Source: an optimization exercise on an open RTL-to-GDS flow (aim: small area and a short achievable clock period). Production flows keep margins and buffers that such runs may drop.
The RTL was checked by simulation tests, not by an equivalence proof against the original design.

==> run.sh <==
#!/bin/bash
# synth_recipe.tcl (not shown) runs the flow's synth.tcl, then flattens the netlist and writes it again
# the make line also repeats each setting of config.mk as NAME=value (left out here)
make -C /OpenROAD-flow-scripts/flow DESIGN_CONFIG=/design/flow/config.mk WORK_HOME=/design/flow/orfs CLKGATE_MAP_FILE= SYNTH_SCRIPT=/design/flow/synth_recipe.tcl finish
==> config.mk <==
export PLATFORM = sky130hd
export DESIGN_NAME = karatsuba_mult_axis_1v0
export DESIGN_NICKNAME = karatsuba_mult_axis_1v0
export VERILOG_FILES = /design/flow/design.v
export SDC_FILE = /design/flow/constraint.sdc
export NUM_CORES = 4
export LEC_CHECK = 0
export CAP_MARGIN = 20
export CORE_MARGIN = 2
export CORE_UTILIZATION = 40
export SLEW_MARGIN = 20
==> constraint.sdc <==
create_clock -name core_clock -period 40.0 [get_ports {clk}]
set_input_delay 8.0000 -clock core_clock [delete_from_list [all_inputs] [get_ports {clk}]]
set_output_delay 8.0000 -clock core_clock [all_outputs]
set_load 0.01 [all_outputs]
==> design.v <==
`timescale 1ns / 1ps
module subtractsm #(
    parameter m=64)  
    (
    input logic unsigned [m-1:0] X, 
    input logic unsigned [m-1:0] Y,
    output logic SZ, 
    output logic unsigned [m-1:0] MZ
    );
    logic signed [m:0] Z1,Z2;
    assign Z1=X-Y;
    assign Z2=Y-X;
    assign SZ = (Z1>=0)? 1'b1 : 1'b0;
    assign MZ = (Z1>=0)? Z1 : Z2;
endmodule
module add2
    #(
    parameter m=64
    )
    (
    input logic sgn1,
    input logic [m-1:0] x1,
    input logic sgn2,
    input logic [m-1:0] x2,
    output logic [m:0] z
    );
    assign z = (sgn1? x1 : -x1)+(sgn2? x2 : -x2); 
endmodule
module comb_mult
    #(
        parameter m=24
    )
    (
        input   logic unsigned  [m-1:0] X,
        input   logic unsigned  [m-1:0] Y,
        output  logic unsigned  [2*m-1:0] Z
    );
    assign Z = X * Y;
endmodule
`timescale 1ns / 1ps
module comb_karatsuba_mult 
    #(
        parameter m = 96,      
        parameter stage = 2    
    )
    (   
        input   logic unsigned  [m-1:0] X,
        input   logic unsigned  [m-1:0] Y,
        output  logic unsigned  [2*m-1:0] Z
    );
    localparam m2 = m / 2;
    logic unsigned  [m2-1:0] X1, X0;  
    logic unsigned  [m2-1:0] Y1, Y0;
    assign  {X1, X0} = X;
    assign  {Y1, Y0} = Y;
    logic SX01, SY10;
    logic unsigned [m2-1:0] MX01, MY10;
    localparam ADD=1'b1;
    localparam SUBTRACT=1'b0;
    subtractsm #(m2) X01 (X0, X1, SX01, MX01);
    subtractsm #(m2) Y10 (Y1, Y0, SY10, MY10);
    logic unsigned [m-1:0] Z2,XY, Z0;
    generate
        if(stage == 1)
            begin: Z2DIRECT
                comb_mult #(.m(m2)) Z2MULT (.X(X1),.Y(Y1),.Z(Z2));
            end
        else 
            begin: Z2RECUR
                comb_karatsuba_mult #(.m(m2),.stage(stage-1)) Z2INST (X1,Y1,Z2);
            end
    endgenerate
    generate
        if(stage == 1)
            begin: XYDIRECT
                comb_mult #(.m(m2)) Z2MULT (.X(MX01),.Y(MY10),.Z(XY));
            end
        else 
            begin: XYRECUR
                comb_karatsuba_mult #(.m(m2),.stage(stage-1)) XYINST (MX01,MY10,XY);
            end
    endgenerate
    generate
        if(stage == 1)
            begin: Z0DIRECT
                comb_mult #(.m(m2)) Z2MULT (.X(X0),.Y(Y0),.Z(Z0));
            end
        else 
            begin: Z0RECUR
                comb_karatsuba_mult #(.m(m2),.stage(stage-1)) Z0INST (X0,Y0,Z0);
            end
    endgenerate
    logic unsigned [m+1:0] Z1;
    logic unsigned [m:0] Z20;
    add2 #(.m(m)) Z20TERM (1'b1, Z2, 1'b1, Z0, Z20);
    add2 #(.m(m+1)) Z1TERM (SX01 ~^ SY10, {1'b0,XY}, 1'b1, Z20, Z1);
    logic unsigned [m/2-1:0] PAD0;
    assign PAD0 = 'b0;
    logic DC;  
    add2 #(.m(2*m)) RESULT (1'b1, {Z2,Z0}, 1'b1, {PAD0,Z1,PAD0}, {DC,Z});
endmodule
module karatsuba_mult_axis_1v0 
    #(
        parameter m = 96,
        parameter stage = 2
    ) 
    (
        input logic clk,
        input logic X_tvalid,
        input logic unsigned  [m-1:0] X_tdata,
        input logic Y_tvalid,
        input logic unsigned  [m-1:0] Y_tdata,
        output logic Z_tvalid,
        output logic unsigned  [2*m-1:0] Z_tdata
    );
    wire unsigned [2*m-1:0] Z;
    comb_karatsuba_mult #(m, stage) mult (X_tdata, Y_tdata, Z);
    always_ff @(posedge clk)
        begin
            Z_tvalid <= X_tvalid & Y_tvalid;
            Z_tdata <= Z;
        end
endmodule
==> out/results.ini <==
[final_layout]
n_fill_cell = 58500
multi_input_area_um2 = 206000
multi_input_gates = 21500
clkbuf_count = 28
biggestCellCategory = multi-input combinational cells
multi_input_area_share = 0.812
n_antenna_cell = 109
final-clk-cell-share = 0.00286
area_delta_synth_final_pct = 8.88
num-nets-final = 36200

[worst_hold_path]
min_path_type = primary input to flop
min_from = Y_tvalid
holdPathEnd = Z_tvalid

[clock_network]
cts_tree = yes
post-cts-setup-buffers = 0
cts-hold-fix-buffers = 0
path_clk_slew_ns = 0.10
clock_sinks = 193

[routing]
ant_nets = 0
dr.pass1.iters = 7
vias_per_cell = 5.78
vias = 212000

[yosys]
synth_cell_types = 118
syn-cell-area_um2 = 232000
ys.flop_type = dfxtp_1
synthTopCellsByArea = fa_1, ha_1, inv_1
synth-seq-cells = 193

[worst_setup_path]
end_kind = flop
arrival_ns = 38.60
start_kind = primary input

[flow_run]
max-cap-violations = 0

[floorplan]
placement_rows = 279
io_pins = 388

[global_route]
grt-ovfl-total = 0
grt_util_all_layers = 0.391

[placed_design]
hpwl_um = 974000
io_buffers = 387

[sta]
tns_ns = 0
fin_crit_ns = 38.15

[outcome]
status = no timing/DRC/antenna violations

[run 1: worst max path at each step]
stage                            from      endpoint  slack, ns  depth (start not counted)
after global routing      Y_tdata[35]  Z_tdata[189]       0.57                        109
after global placement    Y_tdata[18]  Z_tdata[189]       1.56                        109
after detailed placement  Y_tdata[33]  Z_tdata[189]       2.02                        108
after floorplan            X_tdata[1]  Z_tdata[189]       6.47                        121
after CTS                 Y_tdata[33]  Z_tdata[189]       2.53                        108
final                     Y_tdata[33]  Z_tdata[189]       1.85                        108
[run 1: synthesized netlist by cell type, types with 193 or more instances]
master / number
clkbuf_1: 1063
nand3_1: 241
nor3_1: 233
nand2b_1: 219
dfxtp_1: 193
inv_1: 5644
a21oi_1: 1351
a21o_1: 851
and2_1: 198
xnor2_1: 901
xor2_1: 525
fa_1: 4602
nor2b_1: 244
o21ai_0: 798
nor2_1: 2449
o21bai_1: 259
ha_1: 2530
nand4_1: 226
nand2_1: 4022
[run 1: logic make-up after synthesis]
kind of cell | count (synthesis)
muxes | 125
DFF | 193
buffers and inverters | 6916
xor gates and xnor gates | 1426
and+or+nand+nor | 8377
adders and majority gates | 7132
AOI/OAI and AO/OA | 4469
[run 1: per-stage QoR]
step / instance area (um2) / setup WS (ns)
5_1_grt: 253000 / 0.572
3_5_place_dp: 252000 / 2.02
4_1_cts: 253000 / 2.53
6_report: 253000 / 1.85
3_3_place_gp: 252000 / 1.56
2_1_floorplan: 232000 / 6.47
[run 1: worst max-delay path: cells and delay by family]
| family | cells | cell delay [ns] |
|---|---|---|
| compound gates | 41 | 10.80 |
| fa+ha+maj | 16 | 7.49 |
| simple gates | 28 | 6.94 |
| buf+inv | 14 | 3.37 |
| xor+xnor | 8 | 1.72 |
| mux | 1 | 0.21 |
[run 1: metal layers]
| metal | routed length (um) | share of wire | track usage | vias to the layer above |
|---|---|---|---|---|
| met2 | 473000 | 0.41 | 0.560 | 12500 |
| met4 | 123000 | 0.11 | 0.328 | 72 |
| met5 | 861 | 0.00074 | 0.00430 | - |
| met3 | 140000 | 0.12 | 0.137 | 3113 |
| met1 | 426000 | 0.37 | 0.471 | 107000 |
| li1 | - | - | - | 89700 |
[run 1: flip-flops by register name, summed over array words and instances, names as in the netlist]
name	cells
Z_tdata	192
Z_tvalid	1
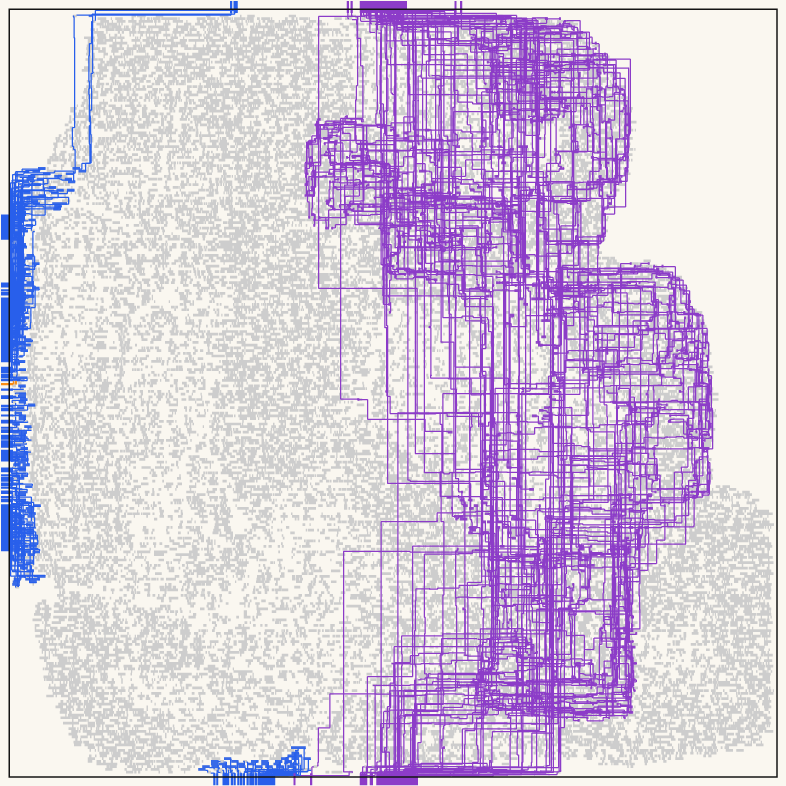
(run_1/port_nets.png)
Scale: 1 px per um.
X_tdata -> purple  # bits 96, direction input, edge 49 north, 47 south, end cells 1805, wire 96.8 mm
X_tvalid -> orange  # bits 1, direction input, edge west, end cells 1, wire 9.20 um
Z_tdata -> blue  # bits 192, direction output, edge 156 west, 33 south, 3 north, end cells 192, wire 10800 um

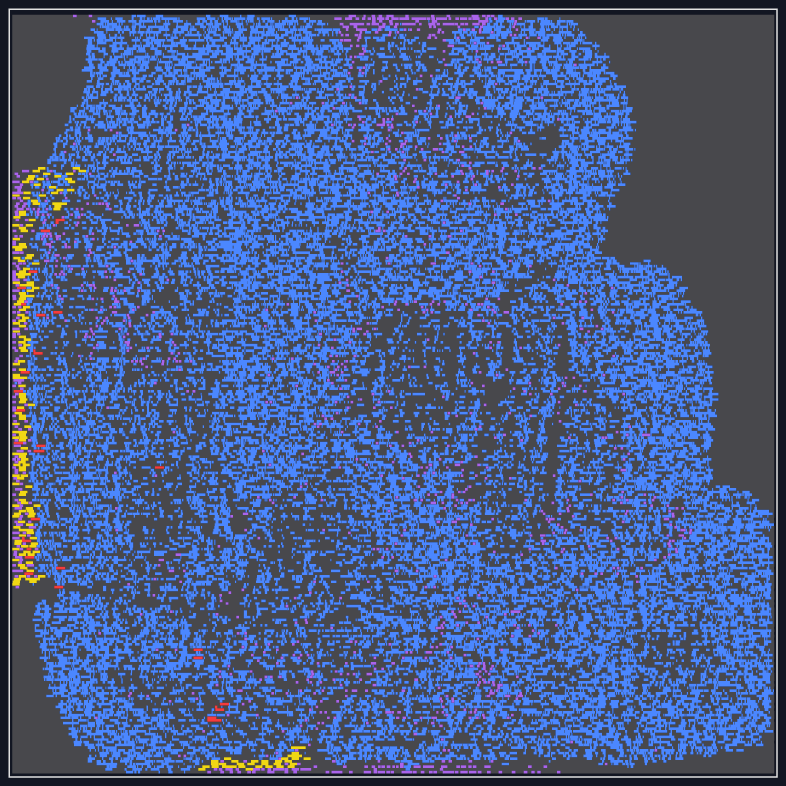
(run_1/cell_classes.png)
Scale: 1 px per um. Fill, decap, tap and diode cells in gray.
clock drivers and dummy loads -> red  # cells 33, share of their area 0.30%
flops -> yellow  # cells 193, share of their area 1.6%
all other logic -> blue  # cells 27231, share of their area 93%
other buffers and delay cells -> purple  # cells 1410, share of their area 4.8%

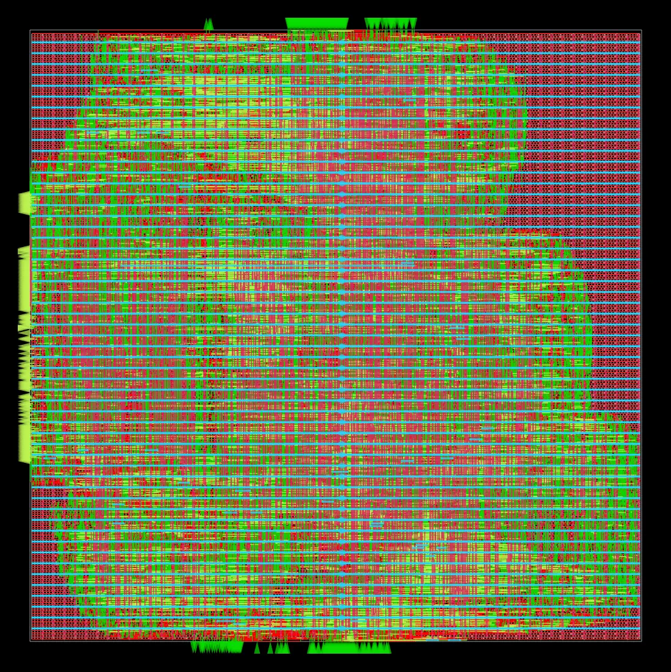
(run_1/layout.png)
WL final: 1160000 um
die height: 766 um

## re-timing with driven ports
The flow's constraints put no driver on any port. The routed layout listed below was extracted and timed again, unchanged, in two steps.
Step 1 assumes that a clkbuf_16 drives the clock port and a buf_2 every other input.
Step 2 adds t to the input delays and takes it off the output delays; t is the mean of the earliest and latest rising clock arrival at the registers after step 1. Input paths then give back, and output paths get back, about the clock's delay inside the block.
Slacks: ideal ports / drivers / drivers and shift; pairs: ideal ports / drivers.
t, ns: 0.652
setup WS [ns]: 1.853 / 1.743 / 1.091
worst slew at a driven data input, ns: 0.39
After both steps setup and hold are still met in this run. For this run, drivers alone change the setup slack by -0.110 ns; drivers and shift together by -0.762 ns.
